From an optimization exercise on the open Yosys and OpenROAD flow, aimed at a short achievable clock period and few clock cycles; shortcuts taken in it are not production practice.
Where RTL was checked, it was by simulation tests only, not by an equivalence proof against the original.
Some runs may be left out. An edit can pass the tests and still lose a function that they never use.
The RTL of run 2 was laid out without a check of its function.
Power figures rest on the tool's default switching activity, not on a simulated workload.

## config.mk

```make
export PLATFORM = sky130hd
export DESIGN_NAME = mips
export DESIGN_NICKNAME = mips
export VERILOG_FILES = /design/flow/design.v
export SDC_FILE = /design/flow/constraint.sdc
export NUM_CORES = 4
export LEC_CHECK = 0
export CAP_MARGIN = 20
export CORE_MARGIN = 2
export CORE_UTILIZATION = 40
export SLEW_MARGIN = 20
```

## constraint.sdc

```tcl
create_clock -name core_clock -period 10.5 [get_ports {clk}]
set_input_delay 2.1000 -clock core_clock [delete_from_list [all_inputs] [get_ports {clk}]]
set_output_delay 2.1000 -clock core_clock [all_outputs]
set_load 0.01 [all_outputs]
```

## design.v

```verilog
module mips(input         clk, reset,
            output [31:0] pc,
            input  [31:0] instr,
            output        memwrite,
            output [31:0] memaddr,
            output [31:0] memwritedata,
            input  [31:0] memreaddata);
  wire        signext, shiftl16, memtoreg, branch;
  wire        pcsrc, zero;
  wire        alusrc, regdst, regwrite, jump;
  wire [2:0]  alucontrol;
  controller c(.op         (instr[31:26]), 
			      .funct      (instr[5:0]), 
					.zero       (zero),
               .signext    (signext), 
               .shiftl16   (shiftl16), 
               .memtoreg   (memtoreg), 
					.memwrite   (memwrite), 
					.pcsrc      (pcsrc),
               .alusrc     (alusrc), 
					.regdst     (regdst), 
					.regwrite   (regwrite), 
					.jump       (jump),
               .alucontrol (alucontrol));
  datapath dp( .clk        (clk), 
			      .reset      (reset), 
					.signext    (signext), 
					.shiftl16   (shiftl16), 
					.memtoreg   (memtoreg), 
					.pcsrc      (pcsrc),
               .alusrc     (alusrc), 
					.regdst     (regdst), 
					.regwrite   (regwrite), 
					.jump       (jump),
               .alucontrol (alucontrol),
               .zero       (zero), 
					.pc         (pc), 
					.instr      (instr),
               .aluout     (memaddr), 
					.writedata  (memwritedata), 
					.readdata   (memreaddata));
endmodule
module controller(input  [5:0] op, funct,
                  input        zero,
                  output       signext,
                  output       shiftl16,
                  output       memtoreg, memwrite,
                  output       pcsrc, alusrc,
                  output       regdst, regwrite,
                  output       jump,
                  output [2:0] alucontrol);
  wire [1:0] aluop;
  wire       branch;
  maindec md( .op    (op), 
			     .signext   (signext), 
			     .shiftl16  (shiftl16), 
			     .memtoreg  (memtoreg), 
				  .memwrite  (memwrite), 
				  .branch    (branch),
              .alusrc    (alusrc), 
				  .regdst    (regdst), 
				  .regwrite  (regwrite), 
				  .jump      (jump),
              .aluop     (aluop));
  aludec  ad( .funct      (funct), 
			     .aluop      (aluop), 
				  .alucontrol (alucontrol));
  assign pcsrc = branch & zero;
endmodule
module maindec(input  [5:0] op,
               output       signext,
               output       shiftl16,
               output       memtoreg, memwrite,
               output       branch, alusrc,
               output       regdst, regwrite,
               output       jump,
               output [1:0] aluop);
  reg [10:0] controls;
  assign {signext, shiftl16, regwrite, regdst, 
			 alusrc, branch, memwrite,
          memtoreg, jump, aluop} = controls;
  always @(*)
    case(op)
      6'b000000: controls <= 11'b00110000011;  
      6'b100011: controls <= 11'b10101001000;  
      6'b101011: controls <= 11'b10001010000;  
      6'b000100: controls <= 11'b10000100001;  
      6'b001000, 
      6'b001001: controls <= 11'b10101000000;  
      6'b001101: controls <= 11'b00101000010;  
      6'b001111: controls <= 11'b01101000000;  
      6'b000010: controls <= 11'b00000000100;  
      default:   controls <= 11'bxxxxxxxxxxx;  
    endcase
endmodule
module aludec(input      [5:0] funct,
              input      [1:0] aluop,
              output reg [2:0] alucontrol);
  always @(*)
    case(aluop)
      2'b00: alucontrol <= 3'b010;   
      2'b01: alucontrol <= 3'b110;   
      2'b10: alucontrol <= 3'b001;   
      default: case(funct)           
          6'b100000,
          6'b100001: alucontrol <= 3'b010;  
          6'b100010,
          6'b100011: alucontrol <= 3'b110;  
          6'b100100: alucontrol <= 3'b000;  
          6'b100101: alucontrol <= 3'b001;  
          6'b101010: alucontrol <= 3'b111;  
          default:   alucontrol <= 3'bxxx;  
        endcase
    endcase
endmodule
module datapath(input         clk, reset,
                input         signext,
                input         shiftl16,
                input         memtoreg, pcsrc,
                input         alusrc, regdst,
                input         regwrite, jump,
                input  [2:0]  alucontrol,
                output        zero,
                output [31:0] pc,
                input  [31:0] instr,
                output [31:0] aluout, writedata,
                input  [31:0] readdata);
  wire [4:0]  writereg;
  wire [31:0] pcnext, pcnextbr, pcplus4, pcbranch;
  wire [31:0] signimm, signimmsh, shiftedimm;
  wire [31:0] srca, srcb;
  wire [31:0] result;
  wire        shift;
  flopr #(32) pcreg (.clk   (clk), 
			            .reset (reset), 
						   .d     (pcnext), 
						   .q     (pc));
  adder       pcadd1 (.a (pc), 
			             .b (32'b100), 
						 	 .y (pcplus4));
  sl2         immsh (.a (signimm), 
			            .y (signimmsh));
  adder       pcadd2 (.a (pcplus4), 
			             .b (signimmsh), 
							 .y (pcbranch));
  mux2 #(32)  pcbrmux(.d0  (pcplus4), 
			             .d1  (pcbranch), 
							 .s   (pcsrc), 
							 .y   (pcnextbr));
  mux2 #(32)  pcmux (.d0   (pcnextbr), 
			            .d1   ({pcplus4[31:28], instr[25:0], 2'b00}), 
                     .s    (jump), 
							.y    (pcnext));
  regfile     rf(.clk     (clk), 
			        .we      (regwrite), 
					  .ra1     (instr[25:21]),
					  .ra2     (instr[20:16]), 
					  .wa      (writereg),
                 .wd      (result), 
					  .rd1     (srca), 
					  .rd2     (writedata));
  mux2 #(5)   wrmux(.d0  (instr[20:16]), 
			           .d1  (instr[15:11]), 
						  .s   (regdst), 
						  .y   (writereg));
  mux2 #(32)  resmux(.d0 (aluout), 
			            .d1 (readdata), 
							.s  (memtoreg), 
							.y  (result));
  sign_zero_ext  sze(.a       (instr[15:0]), 
			            .signext (signext),
			            .y       (signimm[31:0]));
  shift_left_16 sl16(.a         (signimm[31:0]), 
			            .shiftl16  (shiftl16),
			            .y         (shiftedimm[31:0]));
  mux2 #(32)  srcbmux(.d0 (writedata), 
			             .d1 (shiftedimm[31:0]), 
							 .s  (alusrc), 
							 .y  (srcb));
  alu         alu( .a       (srca), 
			          .b       (srcb), 
						 .alucont (alucontrol),
						 .result  (aluout), 
						 .zero    (zero));
endmodule
module regfile(input         clk, 
               input         we, 
               input  [4:0]  ra1, ra2, wa, 
               input  [31:0] wd, 
               output [31:0] rd1, rd2);
  reg [31:0] rf[31:0];
  always @(posedge clk)
    if (we) rf[wa] <= wd;	
  assign rd1 = (ra1 != 0) ? rf[ra1] : 0;
  assign rd2 = (ra2 != 0) ? rf[ra2] : 0;
endmodule
module alu(input      [31:0] a, b, 
           input      [2:0]  alucont, 
           output reg [31:0] result,
           output            zero);
  wire [31:0] b2, sum, slt;
  assign b2 = alucont[2] ? ~b:b; 
  assign sum = a + b2 + alucont[2];
  assign slt = sum[31];
  always@(*)
    case(alucont[1:0])
      2'b00: result <= a & b;
      2'b01: result <= a | b;
      2'b10: result <= sum;
      2'b11: result <= slt;
    endcase
  assign zero = (result == 32'b0);
endmodule
module adder(input [31:0] a, b,
             output [31:0] y);
  assign y = a + b;
endmodule
module sl2(input  [31:0] a,
           output [31:0] y);
  assign y = {a[29:0], 2'b00};
endmodule
module sign_zero_ext(input      [15:0] a,
                     input             signext,
                     output reg [31:0] y);
   always @(*)
	begin
	   if (signext)  y <= {{16{a[15]}}, a[15:0]};
	   else          y <= {16'b0, a[15:0]};
	end
endmodule
module shift_left_16(input      [31:0] a,
		               input         shiftl16,
                     output reg [31:0] y);
   always @(*)
	begin
	   if (shiftl16) y = {a[15:0],16'b0};
	   else          y = a[31:0];
	end
endmodule
module flopr #(parameter WIDTH = 8)
              (input                  clk, reset,
               input      [WIDTH-1:0] d, 
               output reg [WIDTH-1:0] q);
  always @(posedge clk, posedge reset)
    if (reset) q <= 0;
    else       q <= d;
endmodule
module flopenr #(parameter WIDTH = 8)
                (input                  clk, reset,
                 input                  en,
                 input      [WIDTH-1:0] d, 
                 output reg [WIDTH-1:0] q);
  always @(posedge clk, posedge reset)
    if      (reset) q <= 0;
    else if (en)    q <= d;
endmodule
module mux2 #(parameter WIDTH = 8)
             (input  [WIDTH-1:0] d0, d1, 
              input              s, 
              output [WIDTH-1:0] y);
  assign y = s ? d1 : d0; 
endmodule
```

## run.sh

```bash
#!/bin/bash
# synth_recipe.tcl (not shown) runs the flow's synth.tcl, then flattens the netlist and writes it again
# the make line also repeats each setting of config.mk as NAME=value (left out here)
make -C /OpenROAD-flow-scripts/flow DESIGN_CONFIG=/design/flow/config.mk WORK_HOME=/design/flow/orfs CLKGATE_MAP_FILE= SYNTH_SCRIPT=/design/flow/synth_recipe.tcl finish
```

Fig. 1: run 1, supply network
Pins as bars on the die edge. Tap cells in gray.
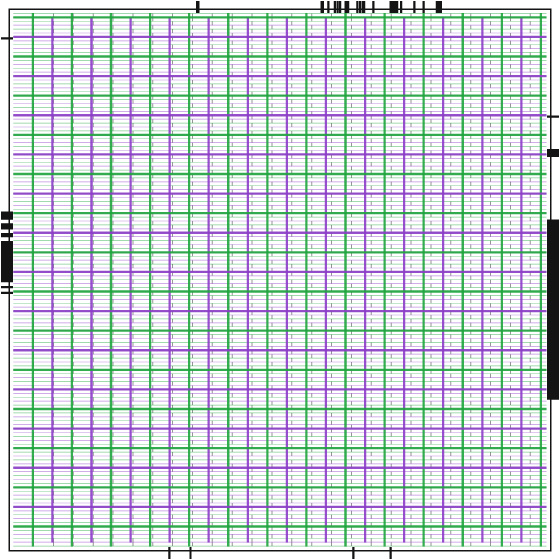
VSS -> green
VDD -> purple
rows = 136
met5 straps = 27
signal pins = 163
tap cells = 1794
met1 rails = 137

Fig. 2: run 1, placed cells, one color a class
Bar = 100 microns.
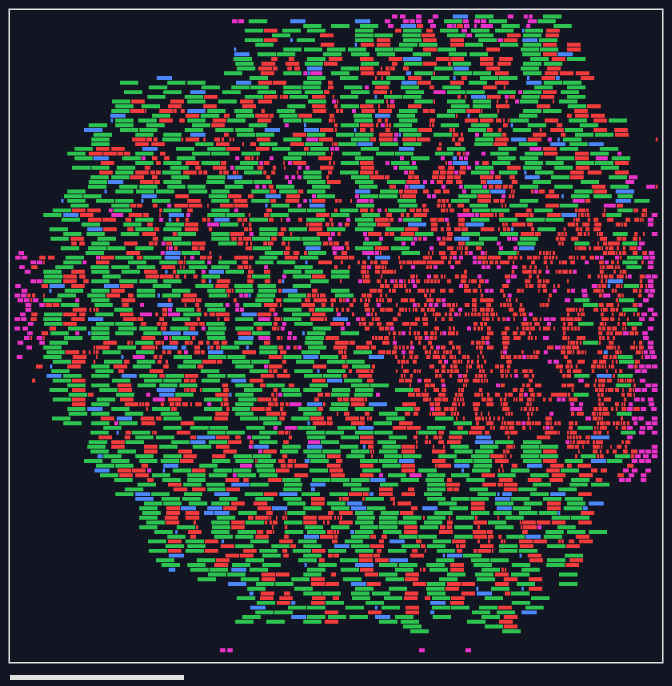
clock drivers and dummy loads -> blue  # cells 205
other buffers and delay cells -> magenta  # cells 415
combinational and other logic -> red  # cells 2129
flops -> green  # cells 1054
design area: 64100 sq um
num rows: 136
CORE AREA: 137000 sq um
sequential share of cell area: 0.491
final core occ: 0.468

Fig. 3: run 1, clock distribution
Bar = 100 microns.
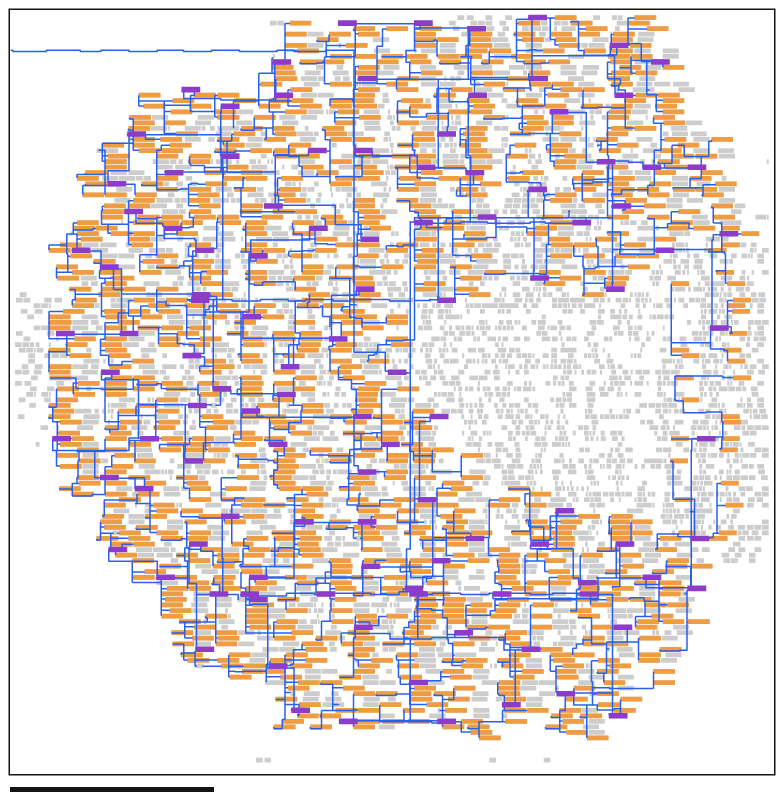
clock drivers -> purple  # count 112
flip-flops -> orange  # count 1054
clock wires -> blue  # length 13200 microns
flops lie = widely spread

==> flow_summary.toml, run 1 <==
[global_routing]
grt.overflow.total = 0
grt-busiest-layer = "met2"
gr-usage-met2 = 0.414
use_met3 = 0.0639
grt_pass1_vias = 35700
grt_antenna_before_repair = 8
grt_max_degree = 70
grt_usage = 0.277
use_met1 = 0.392
grt_first_pass_wirelength_mm = 274

[power_and_ir_drop]
cellLeakagePower_uw = 0.0214
total_power_uw = 13300
ir_drop_uv = 191
powerDensity_nw_per_um2 = 207

[die]
die_y_microns = 375
die_area_sq_um = 141000
start_util = 0.402
die_w_microns = 375
io_pins = 163

[logic_synthesis]
yosysMostFrequentCell = "edfxtp_1"
synth-simple-area-share = 0.0536
ys_top_cells_by_area = "edfxtp_1 56%, mux4_2 20%, mux2i_1 3.4%"
yosysTopAreaCell = "edfxtp_1"
synth_edf_count = 1024
yosysWarnings = 7
synthCells = 3434
synth_compound_area_frac = 0.0692
netlist_top_cells_count = "1024 x edfxtp_1, 486 x mux4_2, 190 x nor2_1"
syn_area_sq_um = 55100
synth_fa_ha_area_frac = 0.0178
ys_seq_area_frac = 0.572
synth_flop_cell = "edfxtp_1"
synth_top_family_by_area = "multiplexers"
yosysTopAreaCellShare = 0.559
ys_async_sr_fraction = 0.0285
ys_types = 95
ys_seq_elements = 1054
synthXorXnorAreaFrac = 0.0170
synth_mux_area_frac = 0.245
synth_area_per_cell_sq_um = 16.0

[timing]
skew_ns = 0.0351
slew_headroom = 0.165
tightest_slew_ns = 1.25
rsz0062_at_grt = "false"
hold_viol_final = 0
final-max-slew-violation-count = 0
finalCriticalPeriod_ns = 10.27
tns_ns = 0
setup-violations-final = 0
period_share = 0.978
fmax_mhz = 97.4

[clocking]
hold_buffers = 0
clock-root-buffer = "clkbuf_16"
clk_pin_slew_worst_paths_ns = 0.05
cts_resized = 0
cts_buffer_depth = 3
post_cts_buffers = 0
numCtsBuffers = 112
cts_sinks = 1054
cts_tree = "built"
htreeDepth = 3
clk_latency_ns = 0.76

[placement]
post_dp_cell_area_sq_um = 60300
gp_congestion = 0.971
dp_hpwl_mm = 125
dp.cells = 5392
portBuffers = 160

[setup_path]
critPathMaxStageDelay_ns = 0.62
endpoint = "memaddr[30]"
cpLargestDelayFamily = "compound AO/OA/AOI/OAI gates"
rr_startpoint = "dp.rf.rf[23][1]"
end_kind = "output pin"
path_class = "input pin to output pin"
reg2reg_slack_ns = 2.90
path_depth = 20
arrival_ns = 8.17
crit_required_ns = 8.40
startpoint = "instr[21]"
crit_fanout = 40
start_kind = "input pin"
crit_path_top_delay_cell = "mux4_2"
rr_endpoint = "dp.pcreg.q[3]"
cp_num_buf_inv = 4
r2r_cells = 24
crit_path_frequent_cell = "o21ai_0"
path_cells = "buf_8, mux4_2, mux2i_1, nor2_1, o21ai_0, or2_2, inv_1, fa_1, a211oi_1, o211ai_1, a221oi_1, a21oi_1, o21ai_0, nand2_1, a221o_1, a41oi_1, xnor2_1, o21ai_0, buf_4, clkdlybuf4s50_1"

[job]
maxCapViolCount = 0

[layout]
drive_gt1_frac = 0.278
area_growth_pct = 16.5
fin_nets = 3840
layout_commonest_cell = "edfxtp_1"
mostFrequentLayoutCells = "1024 x edfxtp_1, 486 x mux4_2, 232 x buf_4, 188 x mux2i_1, 157 x nor2_1"
multi_input_area_sq_um = 22600
fillers = 11700
regArea_sq_um = 31500
layout.cells.non_filler = 5601

[drt]
drt_iter0_drc = 4716
antenna_left = 0
remaining_drc_errors = 0
drt-total-wl_mm = 197
via_count = 36800
dr.pass1.iters = 6
via_per_inst = 6.57
wl_per_cell_microns = 35.1

[outcome]
status = "finished clean"

[worst_hold_path]
min_to = "dp.pcreg.q[31]"
hp-start = "dp.pcreg.q[31]"
min_path_type = "flip-flop to flip-flop"
hold_depth = 2
Testbench counts for the RTL of run 1, summed over its fixed seeds: cycles 29,408.
## run 1: power breakdown
part / internal [uW] / total [uW] / switching, uW / leakage, uW
combinational: 1230 / 3500 / 2270 / 0.00997
clock: 2390 / 4110 / 1720 / 0.00183
sequential: 5590 / 5690 / 99.3 / 0.00965
## run 1: through the flow
stage	setup WS (ns)	hold WS [ns]
after floorplan	0.280	0.623
after detailed placement	0.253	0.607
final	0.234	0.608
after global placement	0.272	0.594
after CTS	0.227	0.620
after global routing	0.0328	0.647
## run 1: state kept, by name, summed over array words and instances, names as in the netlist
register / cells
dp.pcreg.q: 30
dp.rf.rf: 1024
## run 1: cell type report
class | count | share of cell area
Sequential cell | 1054 | 0.491
Tap cell | 1794 | 0.0350
Multi-Input combinational cell | 2082 | 0.352
Antenna cell | 4 | 0.000156
Clock buffer | 124 | 0.0451
Inverter | 47 | 0.00283
Timing Repair Buffer | 415 | 0.0601
Clock inverter | 81 | 0.0139
## run 1: metal layers
metal	wire [microns]	vias to the layer above
met5	37	-
met4	8880	6
met3	22000	390
met2	87100	2288
met1	78800	19300
li1	-	14800
## run 1: worst min-delay path: stages (launching register included)
cell,delay [ns]
dfrtp_1,0.36
xnor2_1,0.14
xnor2_1,0.07
Fig. 4: run 1, routed metal, one color a layer
Two of the layers only.
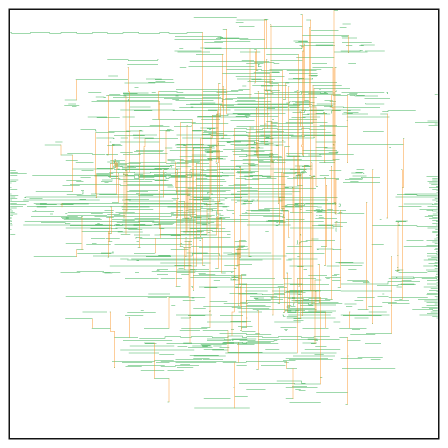

==> run 2: a larger rewrite; changed files in full <==
==> design.v <==
module mips(input         clk, reset,
            output [31:0] pc,
            input  [31:0] instr,
            output        memwrite,
            output [31:0] memaddr,
            output [31:0] memwritedata,
            input  [31:0] memreaddata);
  reg [31:0] pc_f;
  reg        v_d;
  reg [31:0] ir_d, pcp4_d;
  reg [31:0] a_e, t_e, imm_e, tgt_e;
  reg        fa_m_e, fa_w_e, fa_r_e;           
  reg        ft_m_e, ft_w_e, ft_r_e;           
  reg        fb_m_e, fb_w_e, fb_r_e, fb_i_e;   
  reg        s_add_e, s_sub_e, s_and_e, s_or_e, s_slt_e;
  reg        we_e, mw_e, ld_e, cbeq_e;
  reg [4:0]  rd_e;
  reg [31:0] alu_m, wd_m;
  reg        we_m, mw_m, ld_m;
  reg [4:0]  rd_m;
  reg [31:0] res_w;
  reg        we_w;
  reg [4:0]  rd_w;
  reg [31:0] rf [1:31];
  assign pc = pc_f;
  wire [31:0] pcp4_f = pc_f + 32'd4;
  wire [5:0] op = ir_d[31:26];
  wire [5:0] fn = ir_d[5:0];
  wire [4:0] rs = ir_d[25:21];
  wire [4:0] rt = ir_d[20:16];
  wire [4:0] rdf = ir_d[15:11];
  wire is_r    = (op == 6'b000000);
  wire is_lw   = (op == 6'b100011);
  wire is_sw   = (op == 6'b101011);
  wire is_beq  = (op == 6'b000100);
  wire is_addi = (op == 6'b001000) | (op == 6'b001001);
  wire is_ori  = (op == 6'b001101);
  wire is_lui  = (op == 6'b001111);
  wire is_j    = (op == 6'b000010);
  wire f_add = is_r & (fn[5:1] == 5'b10000);
  wire f_sub = is_r & (fn[5:1] == 5'b10001);
  wire f_and = is_r & (fn == 6'b100100);
  wire f_or  = is_r & (fn == 6'b100101);
  wire f_slt = is_r & (fn == 6'b101010);
  wire ubeq = is_beq & (rs == rt);             
  wire cbeq = is_beq & (rs != rt);             
  wire use_rs = is_r | is_lw | is_sw | cbeq | is_addi | is_ori | is_lui;
  wire use_rt = is_r | is_sw | cbeq;
  wire use_imm = is_lw | is_sw | is_addi | is_ori | is_lui;
  wire [4:0] dst = is_r ? rdf : rt;
  wire writes = (is_r | is_lw | is_addi | is_ori | is_lui) & (dst != 5'd0);
  wire [31:0] sext = {{16{ir_d[15]}}, ir_d[15:0]};
  wire [31:0] imm_d = is_lui ? {ir_d[15:0], 16'h0} :
                      is_ori ? {16'h0, ir_d[15:0]} : sext;
  wire [31:0] btgt_d = pcp4_d + {sext[29:0], 2'b00};
  wire [31:0] jtgt_d = {pcp4_d[31:28], ir_d[25:0], 2'b00};
  wire [31:0] rf_rs = (rs == 5'd0) ? 32'h0 : (we_w & (rd_w == rs)) ? res_w : rf[rs];
  wire [31:0] rf_rt = (rt == 5'd0) ? 32'h0 : (we_w & (rd_w == rt)) ? res_w : rf[rt];
  wire rs_e = we_e & (rd_e == rs);
  wire rs_m = we_m & (rd_m == rs);
  wire rt_e = we_e & (rd_e == rt);
  wire rt_m = we_m & (rd_m == rt);
  wire stall_h = v_d & ld_e & ((use_rs & rs_e) | (use_rt & rt_e));
  wire [31:0] fa = ({32{fa_m_e}} & alu_m) | ({32{fa_w_e}} & res_w) | ({32{fa_r_e}} & a_e);
  wire [31:0] ft = ({32{ft_m_e}} & alu_m) | ({32{ft_w_e}} & res_w) | ({32{ft_r_e}} & t_e);
  wire [31:0] fb = ({32{fb_m_e}} & alu_m) | ({32{fb_w_e}} & res_w) | ({32{fb_r_e}} & t_e) |
                   ({32{fb_i_e}} & imm_e);
  wire [31:0] sum  = fa + fb;
  wire [31:0] diff = fa - fb;
  wire [31:0] alu  = ({32{s_add_e}} & sum) | ({32{s_sub_e}} & diff) |
                     ({32{s_and_e}} & (fa & fb)) | ({32{s_or_e}} & (fa | fb)) |
                     {31'h0, s_slt_e & diff[31]};
  wire ex_redirect = cbeq_e & (fa == ft);
  wire id_redirect = v_d & (is_j | ubeq);
  wire stall = stall_h & ~ex_redirect;
  wire flush_d = ex_redirect | id_redirect;    
  wire bubble_e = ex_redirect | stall_h | ~v_d;
  assign memaddr = alu_m;
  assign memwritedata = wd_m;
  assign memwrite = mw_m;
  always @(posedge clk or posedge reset)
    if (reset) begin
      pc_f <= 32'h0;
      v_d <= 1'b0;
      we_e <= 1'b0; mw_e <= 1'b0; ld_e <= 1'b0; cbeq_e <= 1'b0;
      we_m <= 1'b0; mw_m <= 1'b0;
      we_w <= 1'b0;
    end else begin
      if (ex_redirect)      pc_f <= tgt_e;
      else if (stall)       pc_f <= pc_f;
      else if (id_redirect) pc_f <= is_j ? jtgt_d : btgt_d;
      else                  pc_f <= pcp4_f;
      if (flush_d)    v_d <= 1'b0;
      else if (!stall) v_d <= 1'b1;
      we_e   <= ~bubble_e & writes;
      mw_e   <= ~bubble_e & is_sw;
      ld_e   <= ~bubble_e & is_lw;
      cbeq_e <= ~bubble_e & cbeq;
      we_m <= we_e;
      mw_m <= mw_e;
      we_w <= we_m;
    end
  always @(posedge clk) begin
    if (!stall) begin
      ir_d   <= instr;
      pcp4_d <= pcp4_f;
    end
    a_e   <= rf_rs;
    t_e   <= rf_rt;
    imm_e <= imm_d;
    tgt_e <= btgt_d;
    rd_e  <= dst;
    fa_m_e <= rs_e;
    fa_w_e <= ~rs_e & rs_m;
    fa_r_e <= ~rs_e & ~rs_m;
    ft_m_e <= rt_e;
    ft_w_e <= ~rt_e & rt_m;
    ft_r_e <= ~rt_e & ~rt_m;
    fb_m_e <= ~use_imm & rt_e;
    fb_w_e <= ~use_imm & ~rt_e & rt_m;
    fb_r_e <= ~use_imm & ~rt_e & ~rt_m;
    fb_i_e <= use_imm;
    s_add_e <= f_add | is_lw | is_sw | is_addi | is_lui;
    s_sub_e <= f_sub;
    s_and_e <= f_and;
    s_or_e  <= f_or | is_ori;
    s_slt_e <= f_slt;
    alu_m <= alu;
    wd_m  <= ft;
    ld_m  <= ld_e;
    rd_m  <= rd_e;
    res_w <= ld_m ? memreaddata : alu_m;
    rd_w  <= rd_m;
    if (we_w) rf[rd_w] <= res_w;
  end
endmodule
==> config.mk <==
export PLATFORM = sky130hd
export DESIGN_NAME = mips
export DESIGN_NICKNAME = mips
export VERILOG_FILES = /design/flow/design.v
export SDC_FILE = /design/flow/constraint.sdc
export NUM_CORES = 4
export LEC_CHECK = 0
export ABC_CLOCK_PERIOD_IN_PS = 2500
export CAP_MARGIN = 20
export CORE_MARGIN = 2
export CORE_UTILIZATION = 40
export SETUP_SLACK_MARGIN = 5
export SLEW_MARGIN = 20
Fig. 5: run 2, routed metal, one color a layer
Two of the layers only.
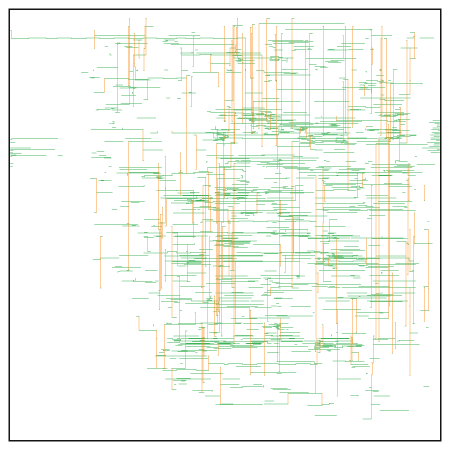
metal 3 -> green  # wire length 17500 microns
metal 4 -> orange  # wire length 10100 microns

Fig. 6: run 2, clock distribution
Bar = 100 microns.
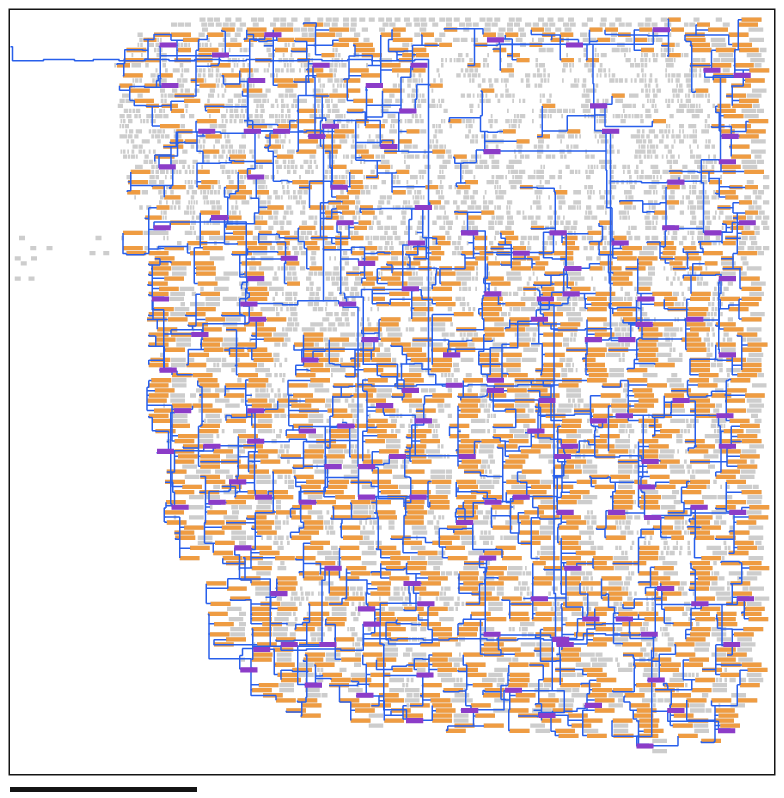
clock drivers -> purple  # count 145
clock wires -> blue  # length 16500 microns
flip-flops -> orange  # count 1351
flops lie = widely spread

==> flow_summary.toml, run 2 <==
[outcome]
status = "finished clean"

[logic_synthesis]
yosysTopAreaCell = "edfxtp_1"
yosysTopAreaCellShare = 0.483
ys_async_sr_fraction = 0.0296
ys_seq_area_frac = 0.576
synth_flop_cell = "edfxtp_1"
syn_area_sq_um = 65600
ys_types = 86
yosysMostFrequentCell = "edfxtp_1"
synth_area_per_cell_sq_um = 14.3
synthCells = 4574
ys_top_cells_by_area = "edfxtp_1 48%, mux4_2 15%, dfxtp_1 7.8%"
synth_edf_count = 1056

[placement]
gp_congestion = 0.947
place_ws_ns = 5.72
dp_hpwl_mm = 133
dp.cells = 6705
portBuffers = 162

[power_and_ir_drop]
total_power_uw = 14400
clk-power_uw = 4970
power-top-group = "registers"
cellLeakagePower_uw = 0.0258
combinationalPower_uw = 2740
swShare = 0.290
p_int_uw = 10200
pwr-share-clk = 0.345
power_frac_comb = 0.191
p_seq_uw = 6660
powerDensity_nw_per_um2 = 193
p_switching_uw = 4170
p_seq_frac = 0.464
ir_drop_uv = 189

[die]
die_w_microns = 409
die_y_microns = 409
die_area_sq_um = 167000
start_util = 0.403

[setup_path]
endpoint = "alu_m[28]"
crit_required_ns = 11.22
rr_startpoint = "res_w[4]"
path_depth = 13
reg2reg_slack_ns = 5.85
cp_num_buf_inv = 1
start_kind = "flip-flop"
r2r_cells = 13
end_kind = "flip-flop"
critPathMaxStageDelay_ns = 0.68
rr_endpoint = "alu_m[28]"
arrival_ns = 5.36
path_class = "flip-flop to flip-flop"
path_cells = "a222oi_1, inv_1, ha_1, nor3_1, a221oi_1, nor3_1, o32ai_2, o21ai_1, a221oi_1, and2_1, o221ai_1, and3_1, a22oi_1"
cpLargestDelayFamily = "compound AO/OA/AOI/OAI gates"
crit_fanout = 36

[clocking]
cts_buffer_depth = 3
cts_sinks = 1351
numCtsBuffers = 145
clk_pin_slew_worst_paths_ns = 0.06
clk_latency_ns = 0.79
hold_buffers = 0
htreeDepth = 4
post_cts_buffers = 0
cts_resized = 0
cts_tree = "built"

[drt]
via_count = 43900
antenna_left = 0
drt-total-wl_mm = 221
dr.pass1.iters = 11
drt_iter0_drc = 5862
via_per_inst = 6.30

[global_routing]
grt_usage = 0.260
grt_pass1_vias = 43900
grt.overflow.total = 0
grt_first_pass_wirelength_mm = 315
grt_antenna_before_repair = 7

[timing]
slew_headroom = 0.240
tightest_slew_ns = 1.13
skew_ns = 0.0278
fmax_mhz = 215
setup-violations-final = 0
finalWorstSetupSlack_ns = 5.85
whs_ns = 0.385
tns_ns = 0
final-max-slew-violation-count = 0
finalCriticalPeriod_ns = 4.65

[worst_hold_path]
min_path_type = "flip-flop to flip-flop"
hp-start = "pcp4_d[1]"
min_to = "tgt_e[1]"

[layout]
area_growth_pct = 13.5
drive_gt1_frac = 0.198
regArea_sq_um = 37800
multi_input_area_sq_um = 26100
fillers = 14200
mostFrequentLayoutCells = "1056 x edfxtp_1, 430 x mux4_2, 340 x a21oi_1, 245 x dfxtp_1, 225 x nor2_1"
top_register = "rf"
final_util = 0.457
layout_commonest_cell = "edfxtp_1"
largest_reg_flops = 992
layout.cells.non_filler = 6971
num_antenna_cells = 0
fin_nets = 4873
Fig. 7: run 2, supply network
Pins as bars on the die edge. Tap cells in gray.
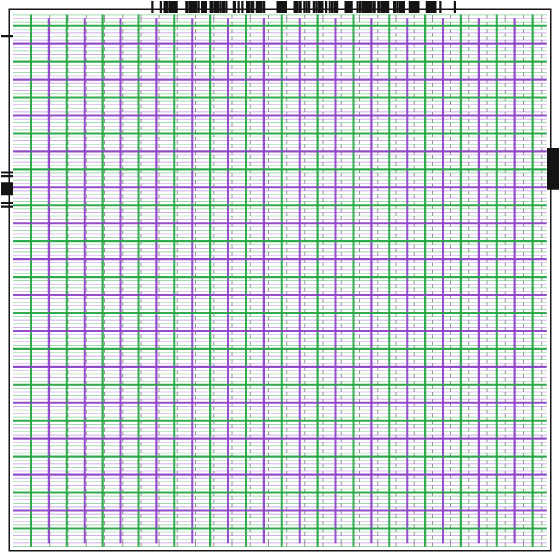
VSS -> green
VDD -> purple
met5 straps = 29
met1 rails = 149
met4 straps = 29
tap cells = 2175
signal pins = 163

Fig. 8: run 2, placed cells, one color a class
Bar = 100 microns.
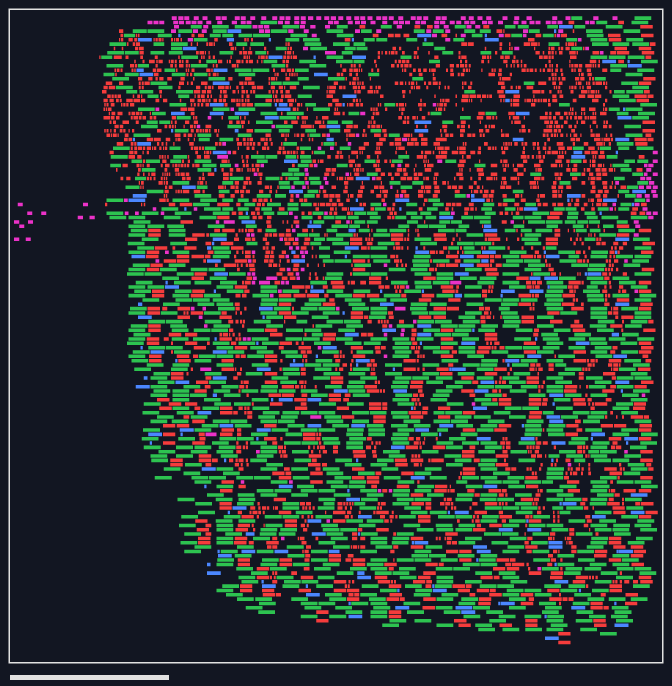
other buffers and delay cells -> magenta  # cells 288
clock drivers and dummy loads -> blue  # cells 265
flops -> green  # cells 1351
combinational and other logic -> red  # cells 2892
num rows: 148
CORE AREA: 163000 sq um
sequential share of cell area: 0.508

==> run 2: cell types whose count changed after synthesis, moves of 32 or more <==
cell and change:
edfxtp_1 +32, o21ai_0 +55, a221oi_1 +44, clkbuf_1 +78, nor2_1 +66, mux4_2 -56, mux2_2 +49, a22oi_1 +43
a222oi_1 +64, a21oi_1 +228, inv_1 +107, ha_1 +66, dfxtp_1 +255
==> run 2: layout make-up <==
type,count,share of cell area
multi-input combinational,2739,0.350
sequential,1351,0.508
inverter,153,0.00773
clock inverter,72,0.00751
timing repair buffer,288,0.0361
clock buffer,193,0.0538
tap,2175,0.0365
==> run 2: logic make-up (layout without fill, tap and decap cells) <==
group,count (synthesis),in the layout,share of synthesized area
flip-flops,1351,1351,0.576
AO/OA/AOI/OAI,991,991,0.101
buffers and inverters,484,706,0.0304
multiplexers,726,726,0.195
adder cells (fa/ha/maj),129,129,0.0249
AND/OR/NAND/NOR,756,756,0.0539
XOR/XNOR,137,137,0.0183
==> run 2: layer usage <==
layer	routed length, microns	share of wire	GRT usage	vias up
met5	53	0.00024	0	-
met4	10100	0.046	0.115	8
met3	17500	0.079	0.0471	463
met2	106000	0.48	0.421	2309
met1	87100	0.39	0.341	22800
li1	-	-	-	18400

[static timing again, ports no longer ideal]
The results above use ideal ports. As a check the final layouts listed here were re-extracted and re-timed, cells and wires unchanged.
Step 1 assumes that a clkbuf_16 drives the clock port and a buf_2 every other input.
Step 2, shift: input delay + t, output delay - t, t = (earliest + latest rising clock arrival at the registers) / 2. This alone moves slack from input paths to output paths.
Slacks: ideal ports / drivers / drivers and shift; pairs: ideal ports / drivers.
run | t (ns) | setup slack, ns | worst hold slack (ns) | worst data-port slew with drivers (ns) | cell pins on the clock port's net
run 1 | 0.818 | 0.234 / 0.173 / 0.173 | 0.608 / 0.608 / 0.608 | 0.15 | 1
run 2 | 0.873 | 5.851 / 5.851 / 5.851 | 0.385 / 0.385 / 0.385 | 0.06 | 1
After both steps setup and hold are still met in every run listed. The setup slack of run 1, which loses most, moves by -0.061 ns with the drivers and by -0.061 ns with both steps.
